Source: an optimization exercise on an open RTL-to-GDS flow (aim: a short achievable clock period and few clock cycles). Production flows keep margins and buffers that such runs may drop. In this exercise RTL edits were held to simulation tests only and were not proved equivalent to the original. The series may have gaps, and a smaller design here may also do less where the tests do not look.

`design/flow/design.v`:
```
`timescale 1ns / 1ps
module SignZeroExtend(
        input wire [15:0] immediate,     
        input ExtSel,                    
        output [31:0] extendImmediate
    );
    assign extendImmediate[15:0] = immediate;
    assign extendImmediate[31:16] = ExtSel ? (immediate[15] ? 16'hffff : 16'h0000) : 16'h0000;
endmodule
`timescale 1ns / 1ps
module RegisterFile(
       input CLK,                
       input RegWre,
       input [4:0] rs,
       input [4:0] rt,
       input [4:0] rd,
       input [1:0] RegDst,
       input [31:0] WriteData, 
       output reg[31:0] ReadData1,
       output reg[31:0] ReadData2
    );
    reg [31:0] regFile[0:31];
    always@(*)  begin
        ReadData1 = (rs == 0) ? 32'h0 : regFile[rs];
        ReadData2 = (rt == 0) ? 32'h0 : regFile[rt];
    end
    reg [4:0] WriteReg; 
    always@(RegDst or rt or rd) begin
        case (RegDst)
            2'b00: WriteReg = 31;
            2'b01: WriteReg = rt;
            default: WriteReg = rd;
        endcase
    end
    always@(posedge CLK) begin
        if(RegWre && WriteReg)begin
                regFile[WriteReg] <= WriteData;
            end
    end
endmodule
`timescale 1ns / 1ps
module PC(
       input CLK,                
       input Reset,             
       input PCWre,             
       input [1:0] PCSrc,            
       input [31:0] immediate,  
       input [25:0] addr,
       input [31:0] rs_val,
       output reg [31:0] curPC,  
       output reg [31:0] PC4,
       output reg [31:0] nextPC
    );
    always@(Reset or curPC or PCSrc or immediate or addr or rs_val)
    begin
        PC4 = curPC + 4;
        if(!Reset) begin
            nextPC = 0;
        end
        else begin
            case(PCSrc)
                2'b00: nextPC = curPC + 4;
                2'b01: nextPC = curPC + 4 + immediate * 4;
                2'b10: nextPC = rs_val;
                2'b11: nextPC = {PC4[31:28],addr,2'b00};
            endcase
        end
    end
    always@(posedge CLK or negedge Reset)
    begin
        if(!Reset)  
            begin
                curPC <= 0;
            end
        else 
            begin
                if(PCWre)  
                    begin 
                        curPC <= nextPC;
                    end
                else     
                    begin
                        curPC <= curPC;
                    end
            end
    end
endmodule
`timescale 1ns / 1ps
module IR(
        input CLK,
        input RST,
        input IRWre,
        input [31:0] instruction,
        output reg[31:0] out
    );
    always@(posedge CLK or negedge RST) begin
        if (RST == 0) begin
            out <= 0;
        end
        else if (IRWre) begin
            out <= instruction;
        end
        else begin
            out <= out;
        end
    end
endmodule
`timescale 1ns / 1ps
module DR(
    input CLK,
    input [31:0] data,
    output reg[31:0] out
    );
    always@(negedge CLK) begin
        out <= data;
    end
endmodule
`timescale 1ns / 1ps
module ALU(
    input [2:0] ALUOp,
    input [31:0] A,
    input [31:0] B,
    output reg [31:0] result,
    output zero,
    output sign
    );
    assign zero = (result==0)?1:0;
    assign sign = result[31] == 0 ? 0 : 1;
    always @( ALUOp or A or B ) begin
        case (ALUOp)
          3'b000 : result = A + B;
          3'b001 : result = A - B;
          3'b101 : result = (A < B) ? 1 : 0; 
          3'b110 : result = (A < B && A[31] == B[31] || 
                                          A[31] == 1 && B[31] == 0) ? 1:0;
          3'b010 : result = B << A;
          3'b011 : result = A | B;
          3'b100 : result = A & B; 
          3'b111 : result = A ^ B;
         default : result = 32'h00000000;
         endcase
     end
endmodule
`timescale 1ns / 1ps
module ControlUnit(
        input zero,
        input sign,
        input CLK,
        input RST,         
        input [5:0] op,     
        output reg PCWre, 
        output reg ALUSrcA,     
        output reg ALUSrcB,      
        output reg DBDataSrc, 
        output reg RegWre, 
        output reg WrRegDSrc,  
        output reg InsMemRW, 
        output reg mRD,         
        output reg mWR, 
        output reg IRWre,   
        output reg ExtSel,   
        output reg [1:0] PCSrc,  
        output reg [1:0] RegDst,   
        output reg [2:0] ALUOp,     
        output reg [2:0] status  
    );
	parameter ADD  = 6'b000000;  
	parameter ADDIU  = 6'b000010;  
	parameter SUB  = 6'b000001; 
	parameter ORI  = 6'b010010; 
	parameter XORI  = 6'b010011; 
	parameter AND  = 6'b010000; 
	parameter ANDI  = 6'b010001; 
	parameter SLL  = 6'b011000; 
	parameter SLT  = 6'b100111; 
	parameter SLTI  = 6'b100110; 
	parameter BEQ  = 6'b110100; 
	parameter BNE  = 6'b110101; 
	parameter BLTZ  = 6'b110110; 
	parameter JAL  = 6'b111010; 
	parameter J  = 6'b111000; 
	parameter JR  = 6'b111001; 
	parameter SW  = 6'b110000; 
	parameter LW  = 6'b110001; 
	parameter HALT  = 6'b111111; 
    parameter sIF = 3'b000;
    parameter sID = 3'b001;
    parameter sEXE= 3'b010;
    parameter sMEM= 3'b100;
    parameter sWB = 3'b011;
    always@(negedge CLK or negedge RST) begin
        if (RST == 0) begin
            status <= 3'b000;
        end
        else begin
            case (status) 
                sIF: status <= sID;
                sID: begin
                        case (op)
                            J, JR, HALT: status <= sIF;
                            JAL: status <= sWB;
                            default: status <= sEXE;
                        endcase
                end
                sEXE: begin
                        case (op)
                            BEQ, BLTZ: status <= sIF;
                            SW, LW: status <= sMEM;
                            default: status <= sWB;
                        endcase
                end
                sMEM: begin
                        case (op)
                            SW: status <= sIF;
                            default: status <= sWB;
                        endcase
                end
                sWB: status <= sIF;
                default: status <= sIF;           
            endcase
        end
    end
    always@(op or zero or sign or status) 
    begin
        InsMemRW = 1;  
        PCWre = (op != HALT && status == sIF) ? 1 : 0;    
        ALUSrcA = (op == SLL) ? 1 : 0;
        ALUSrcB = (op == ADDIU || op == ANDI || op == ORI || op == XORI || op == SLTI || op == LW || op == SW) ? 1 : 0;
        DBDataSrc = (op == LW) ? 1 : 0;
        RegWre = (status != sWB || op == BEQ || op == BNE || op == BLTZ || op == J || op == SW || op == JR || op == HALT) ? 0 : 1;
        WrRegDSrc = (op == JAL) ? 0 : 1;
        mRD = (status == sMEM && op == LW) ? 1 : 0;
        mWR = (status == sMEM && op == SW) ? 1 : 0;      
        IRWre = (status == sID) ? 1 : 0;
        ExtSel = (op == ORI || op == XORI || op == ANDI) ? 0 : 1;
        case (op) 
            J, JAL: PCSrc = 2'b11;
            JR: PCSrc = 2'b10;
            BEQ: PCSrc = (zero == 1) ? 2'b01 : 2'b00;
			BNE: PCSrc = (zero == 0) ? 2'b01 : 2'b00;
            BLTZ: PCSrc = (sign == 1 && zero == 0) ? 2'b01: 2'b00;
            default: PCSrc = 2'b00;
        endcase
        case (op)
            JAL: RegDst = 2'b00;
            ADDIU, ANDI, ORI, XORI, SLTI, LW: RegDst = 2'b01;
            default: RegDst = 2'b10;
        endcase
        case (op) 
            ADD, ADDIU, SW, LW: 
                    ALUOp = 3'b000;
            SUB, BEQ, BNE, BLTZ: 
                    ALUOp = 3'b001;
            SLT, SLTI:
                    ALUOp = 3'b110;
            SLL:
                    ALUOp = 3'b010;
            ORI:
                    ALUOp = 3'b011;
            AND, ANDI:
                    ALUOp = 3'b100;
			XORI:
					ALUOp = 3'b111;
            default:
                    ALUOp = 3'b000;         
        endcase
    end
endmodule
`timescale 1ns / 1ps
module MultipleCycleCPU(
        input CLK,
        input RST,
        output [31:0] imem_addr,
        input  [31:0] imem_rdata,
        output [31:0] dmem_addr,
        output [31:0] dmem_wdata,
        output dmem_we,
        input  [31:0] dmem_rdata,
        output halted
    );
    wire [31:0] curPC, nextPC, instruction, DB, ALUResult, ADR_out, BDR_out;
    wire zero, sign, PCWre, ALUSrcA, ALUSrcB, DBDataSrc, RegWre, WrRegDSrc;
    wire InsMemRW, mRD, mWR, IRWre, ExtSel;
    wire [1:0] PCSrc;
    wire [1:0] RegDst;
    wire [2:0] ALUOp;
    wire [2:0] status;
    wire [5:0] op;
    wire [4:0] rs, rt, rd, sa;
    wire [15:0] immediate;
    wire [31:0] extendImmediate;
    wire [25:0] addr;
    assign op = instruction[31:26];
    assign rs = instruction[25:21];
    assign rt = instruction[20:16];
    assign rd = instruction[15:11];
    assign sa = instruction[5:0];
    assign immediate = instruction[15:0];
    assign addr = instruction[25:0];
    SignZeroExtend SignZeroExtend(.immediate(immediate),
                                  .ExtSel(ExtSel),
                                  .extendImmediate(extendImmediate));
    wire [31:0] ReadData1, ReadData2, PC4, IDataOut,ALUoutDR_out, DataOut;
    RegisterFile RegisterFile(.CLK(CLK),
                        .RegWre(RegWre),
                        .rs(rs),
                        .rt(rt),
                        .rd(rd),
                        .RegDst(RegDst),
                        .WriteData(WrRegDSrc ? DB : PC4),
                        .ReadData1(ReadData1),
                        .ReadData2(ReadData2));
    PC PC(.CLK(CLK),
          .Reset(RST),
          .PCWre(PCWre),
          .PCSrc(PCSrc),
          .immediate(extendImmediate),
          .addr(addr),
          .curPC(curPC),
          .PC4(PC4),
          .nextPC(nextPC),
          .rs_val(ReadData1));     
    assign imem_addr = curPC;
    assign IDataOut = imem_rdata;
    IR IR(.CLK(CLK),
          .RST(RST),
          .IRWre(IRWre),
          .instruction(IDataOut),
          .out(instruction));
    DR ADR(.CLK(CLK), 
           .data(ReadData1),
           .out(ADR_out));
    DR BDR(.CLK(CLK), 
                  .data(ReadData2),
                  .out(BDR_out));
    ALU ALU(.ALUOp(ALUOp),
            .A(ALUSrcA ? {27'b0, sa} : ADR_out),
            .B(ALUSrcB ? extendImmediate: BDR_out),
            .result(ALUResult),
            .zero(zero),
            .sign(sign));
    DR ALUoutDR(.CLK(CLK),
        .data(ALUResult),
        .out(ALUoutDR_out));
    ControlUnit ControlUnit(.zero(zero),
                            .sign(sign),
                            .CLK(CLK),
                            .RST(RST),
                            .op(op),
                            .PCWre(PCWre),
                            .ALUSrcA(ALUSrcA),
                            .ALUSrcB(ALUSrcB),   
                            .DBDataSrc(DBDataSrc),
                            .RegWre(RegWre),
                            .WrRegDSrc(WrRegDSrc),
                            .InsMemRW(InsMemRW),        
                            .mRD(mRD),
                            .mWR(mWR),
                            .IRWre(IRWre),
                            .ExtSel(ExtSel),
                            .PCSrc(PCSrc),
                            .RegDst(RegDst),
                            .ALUOp(ALUOp),
                            .status(status)
                            );
    assign dmem_addr = ALUoutDR_out;
    assign dmem_wdata = BDR_out;
    assign dmem_we = mWR;
    assign DataOut = dmem_rdata;
    DR DBDR(.CLK(CLK),
            .data(DBDataSrc ? DataOut : ALUResult),
            .out(DB));
    assign halted = (op == 6'b111111);
endmodule
```
`design/flow/run.sh`:
```
#!/bin/bash
# synth_recipe.tcl (not shown) runs the flow's synth.tcl, then flattens the netlist and writes it again
# the make line also repeats each setting of config.mk as NAME=value (left out here)
make -C /OpenROAD-flow-scripts/flow DESIGN_CONFIG=/design/flow/config.mk WORK_HOME=/design/flow/orfs CLKGATE_MAP_FILE= SYNTH_SCRIPT=/design/flow/synth_recipe.tcl finish
```
`design/flow/config.mk`:
```
export PLATFORM = sky130hd
export DESIGN_NAME = MultipleCycleCPU
export DESIGN_NICKNAME = MultipleCycleCPU
export VERILOG_FILES = /design/flow/design.v
export SDC_FILE = /design/flow/constraint.sdc
export NUM_CORES = 4
export LEC_CHECK = 0
export CAP_MARGIN = 20
export CORE_MARGIN = 2
export CORE_UTILIZATION = 40
export SETUP_SLACK_MARGIN = 0.5
export SLEW_MARGIN = 20
```
`design/flow/constraint.sdc`:
```
create_clock -name core_clock -period 12.5 [get_ports {CLK}]
set_input_delay 2.5000 -clock core_clock [delete_from_list [all_inputs] [get_ports {CLK}]]
set_output_delay 2.5000 -clock core_clock [all_outputs]
set_load 0.01 [all_outputs]
```
==> impl_summary.txt, run 1 <==
----------------------------------------------------
[Floorplanning]
  # IOs ... 164
  Placeable core region ... 160000 um2
  Cell Rows ... 147

[Flow run]
  Max-capacitance violation count ... 0

[Global route]
  Global routing usage on met3 ... 0.0515
  Met2 global-route usage ... 0.450
  Initial antenna violation count ... 7

[Final layout]
  FF/Latch Area ... 35000 um2
  Multi-input combinational cell area ... 28500 um2
  Proportion of cell area occupied by multi-input gates ... 0.382
  Number of flip-flops in the largest register ... 1024
  Most common cell after layout, fill and taps aside ... edfxtp_1
  Finished layout cell area ... 74500 um2
  Dominant kind of cell ... flip-flops and latches
  Inverters, non-clock ... 140
  Leading cell types in the layout, fill and taps excluded ... edfxtp_1 (1024), mux4_2 (642), nand2_1 (296), inv_1 (265), nor2_1 (257)

[Place]
  Number of input and output port buffers inserted ... 163
  Weighted congestion reported at the end of routability-driven placement ... 1.07
  Cells after DPL ... 6553
  Worst setup timing slack at the placement stage ... 0.253 ns

[Synthesis]
  Post-synth EDFFs ... 1024
  Dominant combinational cell family by area after synthesis ... multiplexers
  Post-synthesis cell count ... 4327
  Post-synthesis share of cell area spent on and, or, nand and nor gates ... 0.0668
  Synthesis-stage register bit count ... 1219
  Fraction of synthesized cell area in xor and xnor cells ... 0.0101

[Routing]
  Total routed wirelength ... 229000 um
  Number of vias per cell after detailed routing ... 6.39
  Remaining antenna violation count after routing ... 0
  Routed length on met1 ... 85400 um

[Clock tree]
  Num Clock Sinks ... 1219
  TritonCTS clock tree ... built
  Post-CTS setup buffers ... 5
  Quantity of hold-fixing buffers added after cts ... 0
  Clk root buf ... clkbuf_16

[Timing]
  Worst slack on hold paths ... 0.530 ns
  Number of slew-limit violations in the final report ... 0
  Final Hold Vio Count ... 0

[Worst setup path]
  Reg-to-reg endpoint ... PC.curPC[8]
  Critical path peak fanout ... 5
  R2R Path Start ... ADR.out[0]
  R2R Setup Slk ... 0.64 ns
  Cell seen most often among critical-path stages ... buf_4

[Status]
  Status ... finished clean

----------------------------------------------------
Testbench counts for the RTL of run 1, summed over its fixed seeds: cycles 583,124.
**Run 1: floorplan with the power grid**

Pins as bars on the die edge.
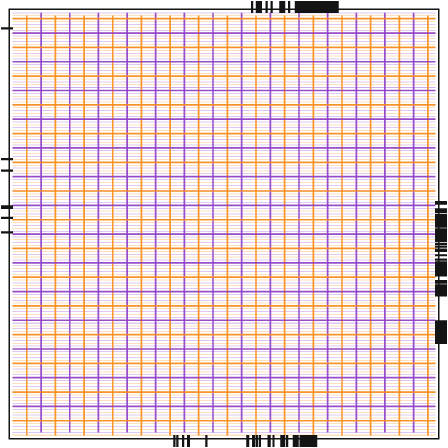
color	net
purple	VDD
orange	VSS
met1 rails	148
met4 straps	29
met5 straps	29
signal pins	164
rows	147

**Run 1: placement by cell class**

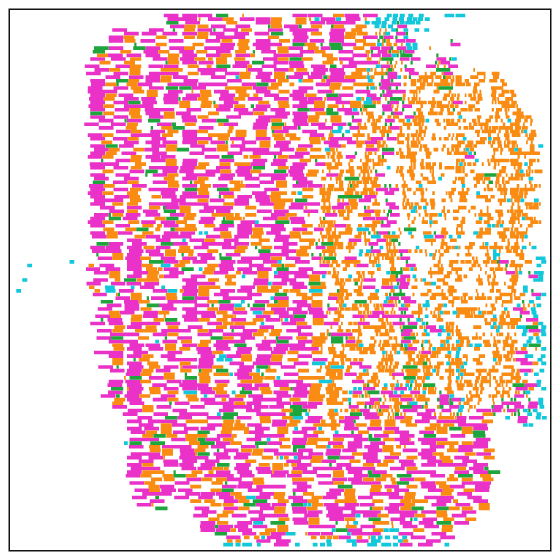
color	class	cells	share of their area
magenta	flops	1219	49%
cyan	other buffers and delay cells	352	4.6%
green	clock drivers and dummy loads	355	6.2%
orange	all other logic	2841	40%

**Run 1: routed clock nets over the placement**

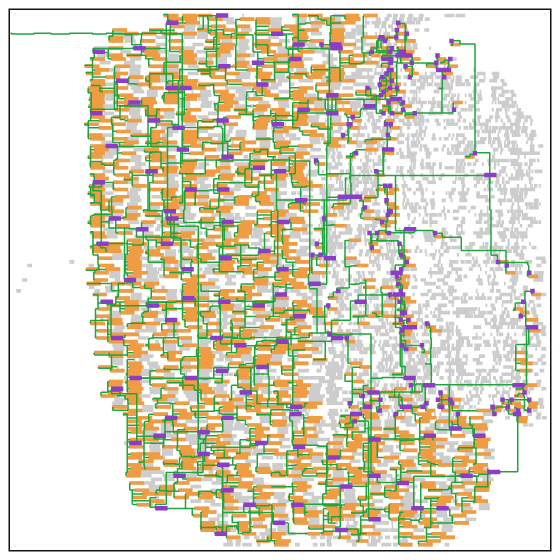
[green] clock wires | length: 16200 um
[purple] cells driving clock nets | count: 249
[orange] flip-flops | count: 1219
routed clock nets	250

==> run 2: a larger rewrite; changed files in full <==
==> design/flow/design.v <==
module RegisterFile(
    input         CLK,
    input         we,
    input  [4:0]  wa,
    input  [31:0] wd,
    input  [4:0]  ra1,
    input  [4:0]  ra2,
    output [31:0] rd1,
    output [31:0] rd2
    );
    reg [31:0] regs [1:31];
    always @(posedge CLK) begin
        if (we && wa != 5'd0)
            regs[wa] <= wd;
    end
    assign rd1 = (ra1 == 5'd0) ? 32'h0 : regs[ra1];
    assign rd2 = (ra2 == 5'd0) ? 32'h0 : regs[ra2];
endmodule
module MultipleCycleCPU(
        input CLK,
        input RST,
        output [31:0] imem_addr,
        input  [31:0] imem_rdata,
        output [31:0] dmem_addr,
        output [31:0] dmem_wdata,
        output dmem_we,
        input  [31:0] dmem_rdata,
        output halted
    );
    localparam [5:0] OP_ADD = 6'b000000, OP_SUB = 6'b000001, OP_ADDIU = 6'b000010,
                     OP_AND = 6'b010000, OP_ANDI = 6'b010001, OP_ORI = 6'b010010,
                     OP_XORI = 6'b010011, OP_SLL = 6'b011000, OP_SLTI = 6'b100110,
                     OP_SLT = 6'b100111, OP_SW = 6'b110000, OP_LW = 6'b110001,
                     OP_BEQ = 6'b110100, OP_BNE = 6'b110101, OP_BLTZ = 6'b110110,
                     OP_J = 6'b111000, OP_JR = 6'b111001, OP_JAL = 6'b111010,
                     OP_HALT = 6'b111111;
    reg [31:0] eA;         
    reg [31:0] eT;         
    reg [31:0] eB;         
    reg [4:0]  eSa;        
    reg [31:0] ePc4;       
    reg [31:0] eTarget;    
    reg [4:0]  eDst;       
    reg        eWe;        
    reg eSelAdd, eSelSub, eSelAnd, eSelOr, eSelXor, eSelSlt, eSelSll, eSelPc4, eSelLoad;
    reg eJmp, eJr, eBeq, eBne, eBltz, eSw, eHalt;
    wire [31:0] sum  = eA + eB;
    wire [31:0] diff = eA - eB;
    wire        lt   = (eA[31] != eB[31]) ? eA[31] : diff[31];
    wire [31:0] sll  = eT << eSa;
    wire        eq   = (eA == eT);
    wire [31:0] result =
          ({32{eSelAdd}}  & sum)
        | ({32{eSelSub}}  & diff)
        | ({32{eSelAnd}}  & (eA & eB))
        | ({32{eSelOr}}   & (eA | eB))
        | ({32{eSelXor}}  & (eA ^ eB))
        | ({32{eSelSlt}}  & {31'b0, lt})
        | ({32{eSelSll}}  & sll)
        | ({32{eSelPc4}}  & ePc4)
        | ({32{eSelLoad}} & dmem_rdata);
    wire take = eJmp | (eBeq & eq) | (eBne & ~eq) | (eBltz & diff[31]);
    wire [31:0] nextPC = eJr ? eA : (take ? eTarget : ePc4);
    assign imem_addr  = nextPC;
    assign dmem_addr  = sum;
    assign dmem_wdata = eT;
    assign dmem_we    = eSw;
    assign halted     = eHalt;
    wire [31:0] ins = imem_rdata;
    wire [5:0]  op  = ins[31:26];
    wire [4:0]  rs  = ins[25:21];
    wire [4:0]  rt  = ins[20:16];
    wire [4:0]  rd  = ins[15:11];
    wire [15:0] imm = ins[15:0];
    wire [31:0] rf1, rf2;
    RegisterFile RegisterFile(.CLK(CLK), .we(eWe), .wa(eDst), .wd(result),
                              .ra1(rs), .ra2(rt), .rd1(rf1), .rd2(rf2));
    wire [31:0] rsVal = (eWe && eDst == rs) ? result : rf1;
    wire [31:0] rtVal = (eWe && eDst == rt) ? result : rf2;
    wire dAdd  = op == OP_ADD,  dSub  = op == OP_SUB,  dAddiu = op == OP_ADDIU;
    wire dAnd  = op == OP_AND,  dAndi = op == OP_ANDI, dOri   = op == OP_ORI;
    wire dXori = op == OP_XORI, dSll  = op == OP_SLL,  dSlti  = op == OP_SLTI;
    wire dSlt  = op == OP_SLT,  dSw   = op == OP_SW,   dLw    = op == OP_LW;
    wire dBeq  = op == OP_BEQ,  dBne  = op == OP_BNE,  dBltz  = op == OP_BLTZ;
    wire dJ    = op == OP_J,    dJr   = op == OP_JR,   dJal   = op == OP_JAL;
    wire dHalt = op == OP_HALT;
    wire zext   = dAndi | dOri | dXori;
    wire useImm = dAddiu | dAndi | dOri | dXori | dSlti | dLw | dSw;
    wire [31:0] extImm = {{16{imm[15] & ~zext}}, imm};
    wire wrRd = dAdd | dSub | dAnd | dSll | dSlt;
    wire wrRt = dAddiu | dAndi | dOri | dXori | dSlti | dLw;
    wire [4:0] dst = dJal ? 5'd31 : (wrRt ? rt : rd);
    wire writes = (wrRd | wrRt | dJal) && dst != 5'd0;
    wire [31:0] fPc4 = {nextPC[31:2] + 30'd1, nextPC[1:0]};
    wire [31:0] fBr  = {nextPC[31:2] + {{14{imm[15]}}, imm} + 30'd1, nextPC[1:0]};
    wire [31:0] fTarget = dHalt ? nextPC :
                          (dJ | dJal) ? {fPc4[31:28], ins[25:0], 2'b00} : fBr;
    always @(posedge CLK or negedge RST) begin
        if (!RST) begin
            eA <= 32'h0; eT <= 32'h0; eB <= 32'h0; eSa <= 5'h0;
            ePc4 <= 32'h0; eTarget <= 32'h0; eDst <= 5'h0; eWe <= 1'b0;
            eSelAdd <= 1'b0; eSelSub <= 1'b0; eSelAnd <= 1'b0; eSelOr <= 1'b0;
            eSelXor <= 1'b0; eSelSlt <= 1'b0; eSelSll <= 1'b0; eSelPc4 <= 1'b0;
            eSelLoad <= 1'b0;
            eJmp <= 1'b0; eJr <= 1'b0; eBeq <= 1'b0; eBne <= 1'b0; eBltz <= 1'b0;
            eSw <= 1'b0; eHalt <= 1'b0;
        end else begin
            eA <= rsVal;
            eT <= rtVal;
            eB <= useImm ? extImm : rtVal;
            eSa <= ins[4:0];
            ePc4 <= fPc4;
            eTarget <= fTarget;
            eDst <= dst;
            eWe <= writes;
            eSelAdd <= dAdd | dAddiu;
            eSelSub <= dSub;
            eSelAnd <= dAnd | dAndi;
            eSelOr <= dOri;
            eSelXor <= dXori;
            eSelSlt <= dSlt | dSlti;
            eSelSll <= dSll;
            eSelPc4 <= dJal;
            eSelLoad <= dLw;
            eJmp <= dJ | dJal | dHalt;
            eJr <= dJr;
            eBeq <= dBeq;
            eBne <= dBne;
            eBltz <= dBltz;
            eSw <= dSw;
            eHalt <= dHalt;
        end
    end
endmodule
==> design/flow/config.mk <==
export PLATFORM = sky130hd
export DESIGN_NAME = MultipleCycleCPU
export DESIGN_NICKNAME = MultipleCycleCPU
export VERILOG_FILES = /design/flow/design.v
export SDC_FILE = /design/flow/constraint.sdc
export NUM_CORES = 4
export LEC_CHECK = 0
export ABC_CLOCK_PERIOD_IN_PS = 4000
export CAP_MARGIN = 20
export CORE_MARGIN = 2
export CORE_UTILIZATION = 40
export SETUP_SLACK_MARGIN = 5
export SLEW_MARGIN = 20
**Run 2: wiring by layer**

Scale bar: 100 um.
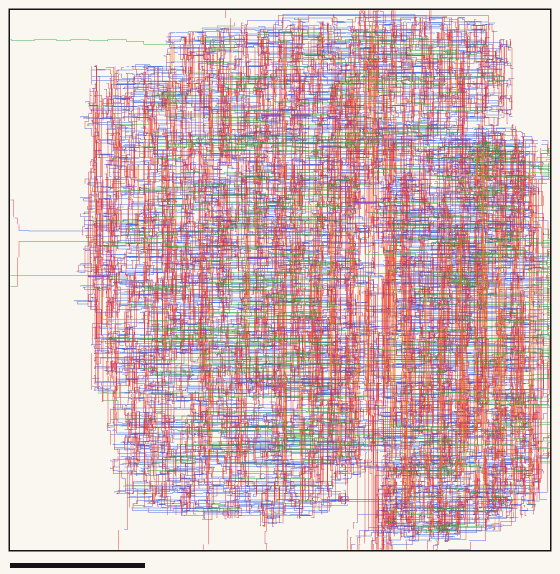
color	layer	wire length
orange	met4	11900 um
red	met2	106 mm
purple	met5	69.0 um
blue	met1	89.0 mm
green	met3	22.3 mm

**Run 2: placement by cell class**

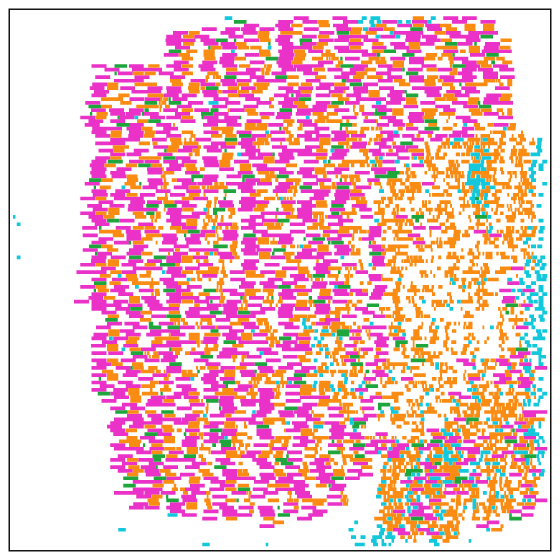
color	class	cells	share of their area
cyan	other buffers and delay cells	460	5.8%
green	clock drivers and dummy loads	235	5.8%
orange	all other logic	2784	40%
magenta	flops	1179	49%

==> impl_summary.txt, run 2 <==
----------------------------------------------------
[Status]
  Status ... finished clean (unchanged)

[Final layout]
  Most common cell after layout, fill and taps aside ... edfxtp_1 (unchanged)
  Multi-input combinational cell area ... 27600 um2 (was 28500 um2)
  Proportion of cell area occupied by multi-input gates ... 0.376 (was 0.382)
  Number of flip-flops in the largest register ... 992 (was 1024)
  FF/Latch Area ... 34500 um2 (was 35000 um2)

[Place]
  Cells after DPL ... 6282 (was 6553)
  Worst setup timing slack at the placement stage ... 3.14 ns (was 0.253 ns)

[Floorplanning]
  Area of the die ... 159000 um2 (was 164000 um2)
  Cell Rows ... 144 (was 147)
  Die Span X ... 399 um (was 405 um)
  Placeable core region ... 155000 um2 (was 160000 um2)
  # IOs ... 164 (unchanged)

[Timing]
  Number of slew-limit violations in the final report ... 0 (unchanged)
  Final Hold Vio Count ... 0 (unchanged)
  Worst slack on hold paths ... 0.622 ns (was 0.530 ns)

[Clock tree]
  Clk root buf ... clkbuf_16 (unchanged)
  Num Clock Sinks ... 1179 (was 1219)
  Quantity of hold-fixing buffers added after cts ... 0 (unchanged)
  CTS max path bufs ... 3 (unchanged)
  Clock buffers created by TritonCTS ... 130 (was 121)
  Post-CTS setup buffers ... 142 (was 5)
  TritonCTS clock tree ... built (unchanged)

[Worst setup path]
  Reg-to-reg endpoint ... eB[27] (was PC.curPC[8])
  Critical path peak fanout ... 11 (was 5)
  R2R Path Start ... eA[1] (was ADR.out[0])

[Synthesis]
  Fraction of synthesized cell area in xor and xnor cells ... 0.0174 (was 0.0101)
  Post-synth EDFFs ... 992 (was 1024)
  Biggest area consumer among synthesized cells ... edfxtp_1 (unchanged)
  Synthesis-stage register bit count ... 1179 (was 1219)
  Post-synthesis cell count ... 4258 (was 4327)

[Routing]
  Total routed wirelength ... 230000 um (was 229000 um)
  Number of vias per cell after detailed routing ... 6.46 (was 6.39)
  DR WL/cell ... 34.3 um (was 33.0 um)
  Routed length on met1 ... 89000 um (was 85400 um)
  Remaining antenna violation count after routing ... 0 (unchanged)

[Hold path]
  Hold Crit Class ... flip-flop to flip-flop (unchanged)

[Global route]
  Global routing usage on met3 ... 0.0564 (was 0.0515)
  Initial antenna violation count ... 6 (was 7)
  Met2 global-route usage ... 0.447 (was 0.450)

----------------------------------------------------
Testbench counts for the RTL of run 2, summed over its fixed seeds: cycles 150,538.

-- afterwards: timing with drivers on the ports --
How much do the figures lean on ideal ports? The routed layout below was timed once more, with nothing changed but the port constraints. Step 1 sets driving cells, clkbuf_16 on the clock port and buf_2 on the other inputs (assumed; they add their load-dependent delay and slew). Step 2 moves the port delays by t, midway between the first and last clock arrival at a register: inputs arrive t later, outputs are due t later. That takes back most of the time a late clock gives input paths. Slacks: ideal ports / drivers / drivers and shift; pairs: ideal ports / drivers.
run: run 2
t (ns): 0.859
slack for setup (ns): 4.395 / 4.310 / 5.031
hold slack, ns: 0.622 / 0.622 / 0.622
pins driven straight from the clock port: 1
After both steps run 2 still meets setup and hold. For run 2, drivers alone change the setup slack by -0.085 ns; drivers and shift together by +0.636 ns.
